This is an optimization exercise on Yosys and OpenROAD, whose aim is small area, a short achievable clock period and few clock cycles per item, not a production implementation.
Where RTL was checked, it was by simulation tests only, not by an equivalence proof against the original.
Not every run is shown, and edits may drop behaviour that the tests do not exercise.
Only the layout flow was run in run 2; the RTL was not checked for function there.

File: flow/design.v
module SNN(
	clk,
	rst_n,
	in_valid,
	img,
	ker,
	weight,
	out_valid,
	out_data
);
input clk;
input rst_n;
input in_valid;
input [7:0] img;
input [7:0] ker;
input [7:0] weight;
output reg out_valid;
output reg [9:0] out_data;
reg[7:0] image[0:2][0:5];
reg[7:0] kernel[0:8];
reg[7:0] wgt[0:3];
reg[2:0] img_x;
reg[1:0] img_y;
reg[1:0] img_flag;
reg out_valid_conv;
reg[19:0] conv_data;
reg[7:0] mcand[0:8];
reg[15:0] product[0:8];
always @(posedge clk or negedge rst_n) begin
	if(!rst_n) img_x <= 3'b0;
	else if(in_valid) img_x <= (img_x[2] & img_x[0])? 3'b0:img_x + 1'b1;
	else img_x <= img_x;
end
always @(posedge clk or negedge rst_n) begin
	if(!rst_n) img_y <= 2'b0;
	else if(img_x[2] & img_x[0]) img_y <= (img_y[1])? 2'b0:img_y + 1'b1;
	else img_y <= img_y;
end
always @(posedge clk or negedge rst_n) begin
	if(!rst_n) img_flag <= 2'b0;
	else if(img_y[1] & img_x[2] & img_x[0]) img_flag <= img_flag + 1'b1;
	else img_flag <= img_flag;
end
generate
	for(genvar j = 0; j < 3; j = j + 1)begin
		for(genvar i = 0; i < 6; i = i + 1)begin
			always @(posedge clk) begin
				if(j == img_y && i == img_x) image[j][i] <= img;
				else image[j][i] <= image[j][i];
			end
		end
	end
endgenerate
generate
	for(genvar i = 1; i < 6; i = i + 1)begin
		always @(posedge clk) begin
			if(~|img_flag && ~|img_y && i == img_x) kernel[i] <= ker;
			else kernel[i] <= kernel[i];
		end
	end
endgenerate
always @(posedge clk) begin
	if(~|img_flag && img_y[0] && ~|img_x) kernel[6] <= ker;
	else kernel[6] <= kernel[6];
end
always @(posedge clk) begin
	if(~|img_flag && img_y[0] && img_x == 3'd1) kernel[7] <= ker;
	else kernel[7] <= kernel[7];
end
always @(posedge clk) begin
	if(~|img_flag & img_y[0] & img_x[1] & ~img_x[0]) kernel[8] <= ker;
	else kernel[8] <= kernel[8];
end
generate
	for(genvar i = 1; i < 4; i = i + 1)begin
		always @(posedge clk) begin
			if(~|img_flag && ~|img_y && i == img_x) wgt[i] <= weight;
			else wgt[i] <= wgt[i];
		end
	end
endgenerate
always @(posedge clk) begin
	if(in_valid && ~|img_flag && ~|img_y && ~|img_x)begin
		kernel[0] <= ker;
		wgt[0] <= weight;
	end
end
always @(posedge clk or negedge rst_n) begin
	if(!rst_n) out_valid_conv <= 1'b0;
	else out_valid_conv <= (img_x[2:1] && (img_flag[0] | img_y[1]));
end
always @(*) begin
	if(img_x[2:1] && (img_flag[0] | img_y[1]))begin
		mcand[0] = image[(1+img_y)%3][img_x-2];
		mcand[1] = image[(1+img_y)%3][img_x-1];
		mcand[2] = image[(1+img_y)%3][img_x];
		mcand[3] = image[(2+img_y)%3][img_x-2];
		mcand[4] = image[(2+img_y)%3][img_x-1];
		mcand[5] = image[(2+img_y)%3][img_x];
		mcand[6] = image[img_y][img_x-2];
		mcand[7] = image[img_y][img_x-1];
		mcand[8] = img;
	end else begin
		for(integer i = 0; i < 9; i = i + 1) mcand[i] = 8'b0;
	end
end
always @(*) begin
	for(integer i = 0; i < 9; i = i + 1)
		product[i] = mcand[i] * kernel[i];
end
always @(posedge clk) begin
	conv_data <= (product[0] + product[1] + product[2]) + (product[3] + product[4] + product[5]) + (product[6] + product[7] + product[8]);
end
wire[7:0]conv_q1 = conv_data / 12'd2295;
reg[2:0] cnt_mp;
reg[7:0] max[0:1];
reg[7:0] compare;
reg[7:0] opA, opB;
reg out_valid_mp;
always @(posedge clk or negedge rst_n) begin
	if(!rst_n) cnt_mp <= 3'b0;
	else if(out_valid_conv) cnt_mp <= cnt_mp + 1'b1;
end
always @(posedge clk) begin
	if(out_valid_conv)begin
		case (cnt_mp)
			3'd0: max[0] <= conv_q1;
			3'd1,3'd4,3'd5: max[0] <= compare;
			default:  max[0] <=  max[0];
		endcase
	end
end
always @(posedge clk) begin
	if(out_valid_conv)begin
		case (cnt_mp)
			3'd2: max[1] <= conv_q1;
			3'd3,3'd6,3'd7: max[1] <= compare;
			default: max[1] <=  max[1];
		endcase
	end
end
always @(*) begin
	opA = conv_q1;
end
always @(*) begin
	if(cnt_mp[1]) opB = max[1];
	else opB = max[0];
end
always @(*) begin
	if(opA < opB) compare = opB;
	else compare = opA;
end
always @(posedge clk or negedge rst_n) begin
	if(!rst_n) out_valid_mp <= 1'b0;
	else out_valid_mp <= cnt_mp[2] & cnt_mp[0];
end
reg cnt_fc;
reg[15:0] fc_data[0:1];
reg[15:0] product_fc[0:1];
reg [7:0] wgt_src[0:1];
reg [7:0] input_src;
always @(posedge clk or negedge rst_n) begin
	if(!rst_n) cnt_fc <= 1'b0;
	else if(out_valid_mp) cnt_fc <= ~cnt_fc;
end
always @(*) begin
	if(cnt_fc)begin
		input_src  = max[1];
		wgt_src[0] = wgt[2];
		wgt_src[1] = wgt[3];
	end else  begin
		input_src  = max[0];
		wgt_src[0] = wgt[0];
		wgt_src[1] = wgt[1];
	end
end
always @(*) begin
	product_fc[0] = input_src * wgt_src[0];
	product_fc[1] = input_src * wgt_src[1];
end
always @(posedge clk) begin
	if(out_valid_mp & ~cnt_fc)begin
		fc_data[0] <= product_fc[0];
		fc_data[1] <= product_fc[1];
	end
end
wire[16:0]  sum[0:1];
wire[7:0] fc_q2[0:1];
assign sum[0] = fc_data[0] + product_fc[0];
assign sum[1] = fc_data[1] + product_fc[1];
assign fc_q2[0] = sum[0] / 9'd510;
assign fc_q2[1] = sum[1] / 9'd510;
reg[1:0] cnt_L1;
reg[7:0] L1_data[0:3];
reg [9:0] out_data_reg;
reg [7:0] abs_add[0:1];
always @(posedge clk or negedge rst_n) begin
	if(!rst_n) cnt_L1 <= 2'b0;
	else if(out_valid_mp & cnt_fc) cnt_L1 <= cnt_L1 + 1'b1;
end
always @(posedge clk) begin
	if(out_valid_mp && cnt_fc && ~cnt_L1[0])begin
		L1_data[0] <= (cnt_L1[1])? abs_add[0]:fc_q2[0];
		L1_data[1] <= (cnt_L1[1])? abs_add[1]:fc_q2[1];
	end
end
always @(posedge clk) begin
	if(out_valid_mp && cnt_fc && cnt_L1[0])begin
		L1_data[2] <= (cnt_L1[1])? abs_add[0]:fc_q2[0];
		L1_data[3] <= (cnt_L1[1])? abs_add[1]:fc_q2[1];
	end
end
always @(*) begin
	if(cnt_L1[0])begin
		abs_add[0] = (L1_data[2] < fc_q2[0])? fc_q2[0] - L1_data[2]:L1_data[2] - fc_q2[0];
		abs_add[1] = (L1_data[3] < fc_q2[1])? fc_q2[1] - L1_data[3]:L1_data[3] - fc_q2[1];
	end else begin
		abs_add[0] = (L1_data[0] < fc_q2[0])? fc_q2[0] - L1_data[0]:L1_data[0] - fc_q2[0];
		abs_add[1] = (L1_data[1] < fc_q2[1])? fc_q2[1] - L1_data[1]:L1_data[1] - fc_q2[1];
	end
end
always @(*) begin
	out_data_reg = (L1_data[0] + L1_data[1]) + (L1_data[2] + L1_data[3]);
end
always @(posedge clk or negedge rst_n) begin
	if(!rst_n) out_valid <= 1'b0;
	else out_valid <= out_valid_mp && cnt_fc && cnt_L1 == 2'd3;
end
always @(*) begin
	if(out_valid && out_data_reg[9:4]) out_data = out_data_reg;
	else out_data = 10'b0;
end
endmodule
File: flow/run.sh
#!/bin/bash
# synth_recipe.tcl (not shown) runs the flow's synth.tcl, then flattens the netlist and writes it again
# the make line also repeats each setting of config.mk as NAME=value (left out here)
make -C /OpenROAD-flow-scripts/flow DESIGN_CONFIG=/design/flow/config.mk WORK_HOME=/design/flow/orfs CLKGATE_MAP_FILE= SYNTH_SCRIPT=/design/flow/synth_recipe.tcl finish
File: flow/config.mk
export PLATFORM = sky130hd
export DESIGN_NAME = SNN
export DESIGN_NICKNAME = SNN
export VERILOG_FILES = /design/flow/design.v
export SDC_FILE = /design/flow/constraint.sdc
export NUM_CORES = 4
export LEC_CHECK = 0
export CAP_MARGIN = 20
export CORE_MARGIN = 2
export CORE_UTILIZATION = 40
export SLEW_MARGIN = 20
File: flow/constraint.sdc
create_clock -name core_clock -period 16.0 [get_ports {clk}]
set_input_delay 3.2000 -clock core_clock [delete_from_list [all_inputs] [get_ports {clk}]]
set_output_delay 3.2000 -clock core_clock [all_outputs]
set_load 0.01 [all_outputs]
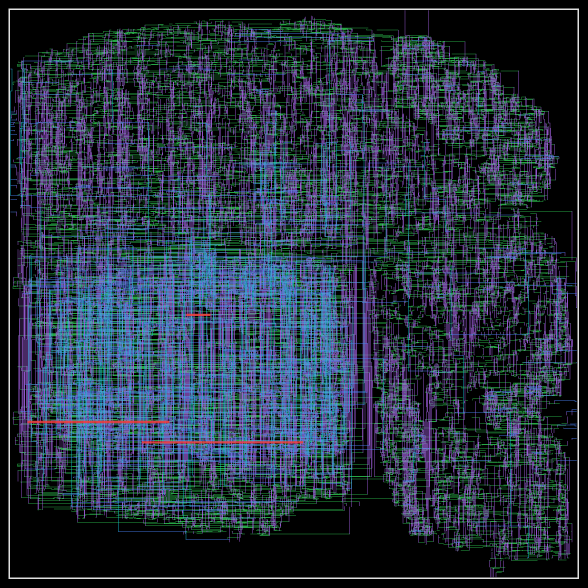
Figure 1: run 1, metal layers overlaid.
(1.5 px per um)
| layer | colour | wire length |
|---|---|---|
| M3 | blue | 21.4 mm |
| M5 | red | 213 um |
| M4 | cyan | 13700 um |
| M1 | green | 92.1 mm |
| M2 | purple | 100 mm |

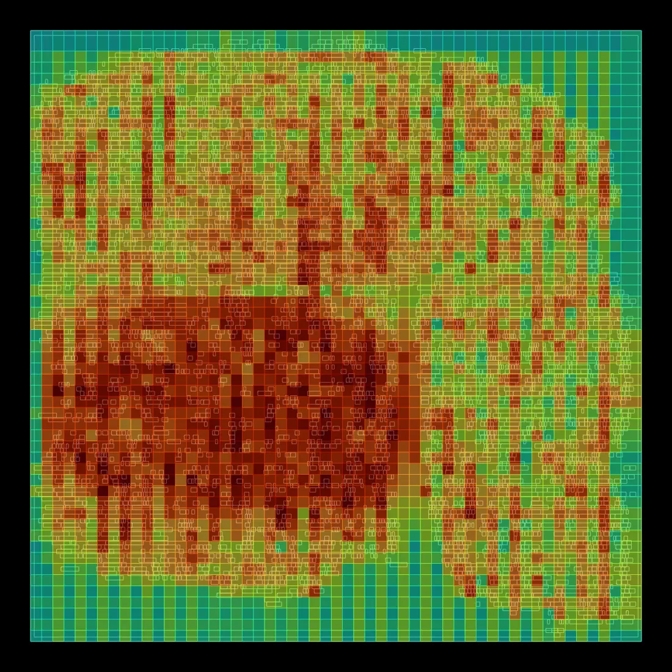
Figure 2: run 1, routing congestion.
GRT busiest layer: met2
gr usage total: 0.317
met3 GRT Util: 0.0818
met1 Use GR: 0.404

==> impl_metrics.tcl, run 1 <==
set metrics [dict create \
    status "timing/DRC/antenna clean" \
    synthCells 6055 \
    die_area_um2 143000 \
    cts_buffers 47 \
    clockRootBuffer "clkbuf_16" \
    clkSinkCount 364 \
    ctsHtreeMaxLevel 2 \
    utilization 0.441 \
    startpoint_type "flop" \
    critPathRequiredTime_ps 16490 \
    routed_wl_um 228000 \
    port_buffers 37 \
    synth-seq-area-share 0.190 \
    first_pass_iters 10 \
    synth_ff_type "edfxtp_1" \
    fill_cells 13500 \
    grt_pass1_wl_um 333000 \
    syn_area_um2 56100 \
    worstSetupPathType "reg -> reg" \
    rrSetupSlack_ps 590 \
    slew_headroom 0.156 \
    startpoint "img_y[0]$_DFFE_PN0P_" \
    hpwl_um 172000 \
    register_area_um2 10700 \
    ctsHoldBuffers 0 \
    r2r_start "img_y[0]$_DFFE_PN0P_" \
    worst_r2r_endpoint "conv_data[19]$_DFF_P_" \
    drt_iter0_drc 5435 \
    synth_fp_nets 7225 \
    grt_max_degree 47 \
    dr_total_vias 49400 \
    fmaxAchievable_mhz 64.9 \
    gp_congestion 1.06 \
    reg2regPathDepth 48 \
    drv_slew 0 \
    setup_viol 0 \
    clock_skew_ps 33.3 \
    cp-endpoint "conv_data[19]$_DFF_P_" \
    grt_pass1_vias 49700 \
    yosysUniqueCellTypes 123 \
    final_common_cell "inv_1" \
    worstHoldPathCells 1 \
    ios 38 \
    clock_latency_ps 660 \
    start_util 0.402 \
    die_w_um 378 \
    worst_slew_pin_slew_ps 1270 \
    wl_per_cell_um 28.3 \
    avgSynthCellArea_um2 9.26 \
    syn_to_final_growth_pct 9.52 \
    synth_edf_count 328 \
]
Testbench counts for the RTL of run 1, summed over its fixed seeds: cycles 36,000, items 480.
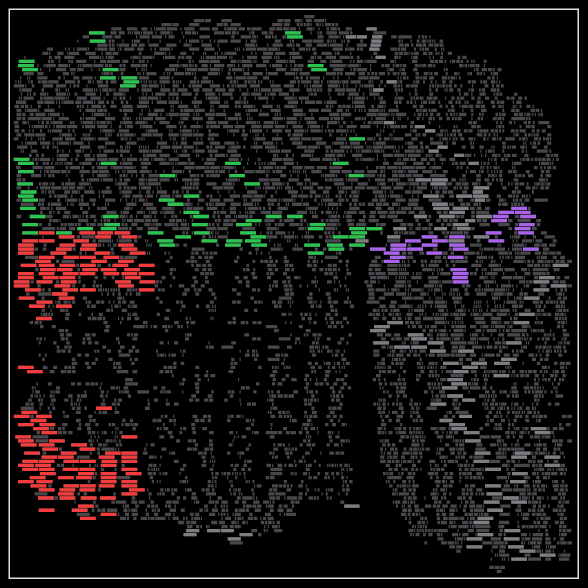
Figure 3: run 1, where the registers sit.
(1.5 px per um) Other sequential cells in the stronger grey, the rest of the logic in the fainter grey.
| signal | colour | placed flops |
|---|---|---|
| `kernel` | green | 72 |
| `image` | red | 144 |
| `wgt` | purple | 32 |

==> run 1: per-stage QoR <==
step | cells | area, um2 | worst slack, ps | hold slack [ps]
after floorplan | 6055 | 56100 | 1060 | 468
after global placement | 7921 | 59300 | -81.6 | 492
after detailed placement | 7921 | 59300 | -320 | 517
after CTS | 8008 | 61000 | 1.08 | 533
after global routing | 8025 | 61400 | -62.5 | 548
final | 8040 | 61400 | 588 | 526
==> run 1: sequential cells by signal, indices dropped and copies added (netlist names), 2 cells and up <==
register and cells:
image 144, conv_data 20, fc_data 32, max 16
L1_data 32, cnt_L1 2, img_x 3, img_flag 2
img_y 2, wgt 32, cnt_mp 3, kernel 72
==> run 1: worst max-delay path, delay by kind of cell (launching register included) <==
family,cells,cell delay (ps)
compound gates,19,4050
flops,1,550
buf+inv,7,890
xor+xnor,3,1470
fa+ha+maj,13,6710
simple gates,6,1540
==> run 1: cells by family (layout without fill, tap and decap cells) <==
group                      count (synthesis)  after routing  synth area share
muxes                                    187            187            0.0368
other                                      0             16                 0
xor gates and xnor gates                 190            190            0.0297
DFF                                      364            364             0.190
AOI/OAI and AO/OA                       1289           1289             0.169
and+or+nand+nor                         1762           1762             0.157
adders and majority gates               1147           1147             0.343
buffers and inverters                   1116           1209            0.0756
==> run 1: timing repair <==
item / 4_1_cts / 5_1_grt
gates resized for setup: 4 / 53
buffers inserted: 0 / 14
pin swaps: 0 / 6
endpoints found under the setup margin: 6 / 28
==> run 1: layer usage <==
metal,up-vias,share of wire,track usage
met5,-,0.00093,0.0103
met4,7,0.060,0.158
met3,699,0.094,0.0818
met2,2534,0.44,0.496
met1,24800,0.40,0.404
li1,21300,-,-
==> run 1: layout make-up <==
type	instances	area share
Antenna cell	16	0.000652
Timing Repair Buffer	244	0.0315
Multi-Input combinational cell	4575	0.675
Tap cell	1876	0.0382
Inverter	878	0.0538
Clock buffer	54	0.0199
Sequential cell	364	0.174
Clock inverter	33	0.00715
## Run 2: large edit since run 1, in outline
flow/design.v: 233 -> 3559 lines; modules unchanged: 0
  SNN: edited, 233 -> 3559 lines
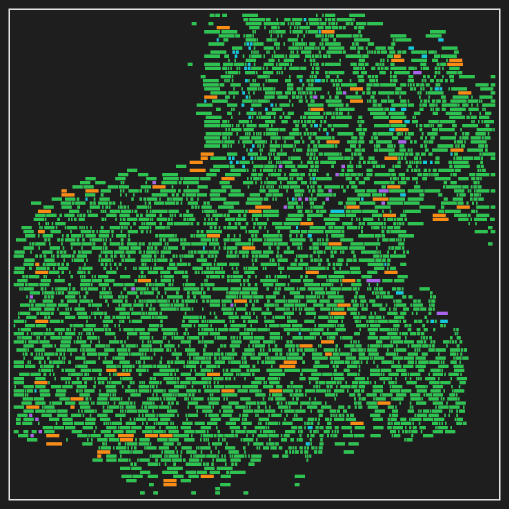
Figure 4: run 2, sizing map.
(1.5 px per um)
| size | colour | cells | share |
|---|---|---|---|
| x6 and larger | orange | 77 | 2.0% |
| x1 and smaller | green | 3718 | 96% |
| x2 | cyan | 63 | 1.6% |
| x3 and x4 | purple | 24 | 0.62% |

==> run 2 against run 1 <==
Against the previous run: still clean on timing, DRC and antenna; non-clock buffer count is 193 lower; setup slack better by 9700 ps; via count down 49%; clock-buffer cell count rose by 19; register-to-register slack gained 9700 ps; fmax grew to 2.7 times the previous value; die area fell by 26%; largest cell class unchanged.
==> impl_metrics.tcl, run 2 <==
set metrics [dict create \
    overflow 0 \
    grt_max_degree 41 \
    final_common_cell "inv_1" \
    dp_cells 5158 \
    startpoint_type "flop" \
    syn_area_um2 41500 \
    drv_slew 0 \
    worstSetupPathType "reg -> reg" \
    critPathRequiredTime_ps 16520 \
    worst_slew_pin_slew_ps 1070 \
    fill_cells 9631 \
    first_pass_iters 5 \
    utilization 0.441 \
    die_area_um2 106000 \
    largest_reg_flops 20 \
    instances_no_fill 5262 \
    top_register "conv" \
    routed_wl_um 101000 \
    yosysUniqueCellTypes 68 \
    ctsHtreeMaxLevel 2 \
    synth_edf_count 218 \
    wl_per_cell_um 19.1 \
    ios 38 \
    fmaxAchievable_mhz 174 \
    cap_violations 0 \
    cts_buffers 55 \
    synth_ff_type "dfxtp_1" \
    drt_iter0_drc 1465 \
    setup_viol 0 \
    clock_skew_ps 21.2 \
    gp_congestion 0.884 \
    start_util 0.402 \
    synth_fp_nets 4791 \
    synthCells 3755 \
    cts_resized 0 \
    status "timing/DRC/antenna clean" \
    slew_headroom 0.285 \
    reg_top3 "conv: 20 flops, acc0: 17 flops, acc1: 17 flops" \
    placed_area_um2 43600 \
    cts_setup_buffers 0 \
    synth-seq-area-share 0.276 \
    synth_top_area_share 0.359 \
    vias_per_cell 4.82 \
    n_antenna_cell 0 \
    grt_pass1_wl_um 159000 \
    ctsHoldBuffers 0 \
    cts_buffer_depth 3 \
    dr_total_vias 25400 \
    register_area_um2 11500 \
    port_buffers 37 \
    cts_tree "built" \
    hpwl_um 83100 \
    design_area_um2 45600 \
    clock_latency_ps 660 \
    ys_ff_latch 459 \
]
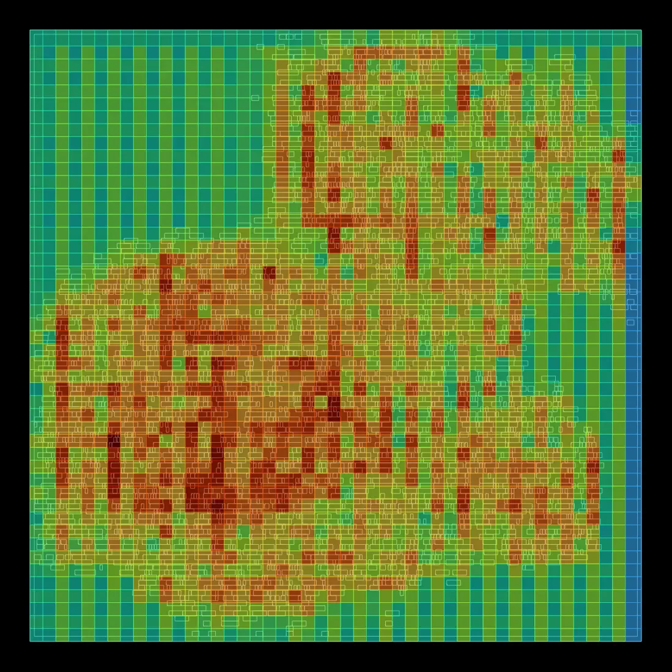
Figure 5: run 2, routing congestion.
met1 Use GR: 0.262
gr usage total: 0.196

run 2: cell types whose count changed in the layout (fill, tap and decap cells not counted), moves of 110 or more:
cell,before,now
nand2_1,488,194
o21ai_0,169,39
buf_4,204,14
and2_1,309,459
nor2_1,414,143
a21oi_1,202,86
edfxtp_1,328,218
ha_1,494,265
a22oi_1,142,1
dfxtp_1,20,223
run 2: layer usage:
metal,routed length (um),global-route usage
met5,7,0
met1,43000,0.262
met4,3800,0.0669
met3,5620,0.0318
met2,48200,0.323
run 2: area by class of cell:
type                    instances  area share
repair buffers                 51      0.0104
flip-flops and latches        459       0.252
clock buffers                  73      0.0344
inverters                     867      0.0714
clock inverters                31     0.00934
well taps                    1380      0.0379
multi-input cells            2401       0.585
run 2: worst paths after layout:
path,slack [ps],endpoint,cells after the start,from
max in group asynchronous,12280,f2$_DFF_PN0_,1,rst_n
min reg2reg,320,sr10[4]$_DFF_P_,0,sr9[4]$_DFF_P_
max,10260,acc0[16]$_DFFE_PP_,15,f2$_DFF_PN0_
min,320,sr10[4]$_DFF_P_,0,sr9[4]$_DFF_P_
max reg2reg,10260,acc0[16]$_DFFE_PP_,15,f2$_DFF_PN0_
min in group asynchronous,3070,out_data[7]$_DFF_PN0_,1,rst_n
run 2: stage by stage:
| step | worst slack (ps) | hold WS [ps] |
|---|---|---|
| after floorplan | 10580 | 310 |
| after global placement | 10400 | 310 |
| after detailed placement | 10330 | 312 |
| after CTS | 10280 | 318 |
| after global routing | 9930 | 325 |
| final | 10260 | 317 |
run 2: worst max-delay path: stages (launching register included):
cell and delay (ps):
dfrtp_2 840, buf_4 510, mux2i_1 640, nor2_1 110
ha_1 320, fa_1 530, inv_1 50, fa_1 480
inv_1 50, fa_1 450, ha_1 390, and3_1 210
a211oi_2 280, o21bai_1 120, or4_1 510, nand3_1 100
run 2: cells by family (layout without fill, tap and decap cells):
kind of cell    count (synthesis)  count (layout)  share of synthesized area
simple gates                  976             976                      0.127
mux                            55              55                     0.0136
fa+ha+maj                    1009            1009                      0.439
xor+xnor                       99              99                     0.0209
compound gates                262             262                     0.0419
buf+inv                       895            1022                     0.0813
flops                         459             459                      0.276

==> re-timing with driven ports <==
In the flow no input, the clock included, has a driving cell. The finished layouts below were timed again as built, in two steps.
Step 1 (the two cells are an assumption about what drives the block):
set clk [get_ports {clk}]
set_driving_cell -lib_cell sky130_fd_sc_hd__clkbuf_16 $clk
set_driving_cell -lib_cell sky130_fd_sc_hd__buf_2 [delete_from_list [all_inputs] $clk]
Step 2 also shifts input and output timing later by t, the mid clock arrival at the registers, as if the neighbouring blocks saw the same clock.
Slacks: ideal / step 1 / step 2; pairs: ideal / step 1.
run	shift t [ns]	slack for setup (ns)	clock arrival spread, ns	worst register clock-pin slew, ns
run 1	0.713	0.588 / 0.588 / 0.588	0.042 / 0.042	0.07 / 0.07
run 2	0.710	10.261 / 10.261 / 10.261	0.023 / 0.023	0.07 / 0.07
After both steps every run listed still meets setup and hold.
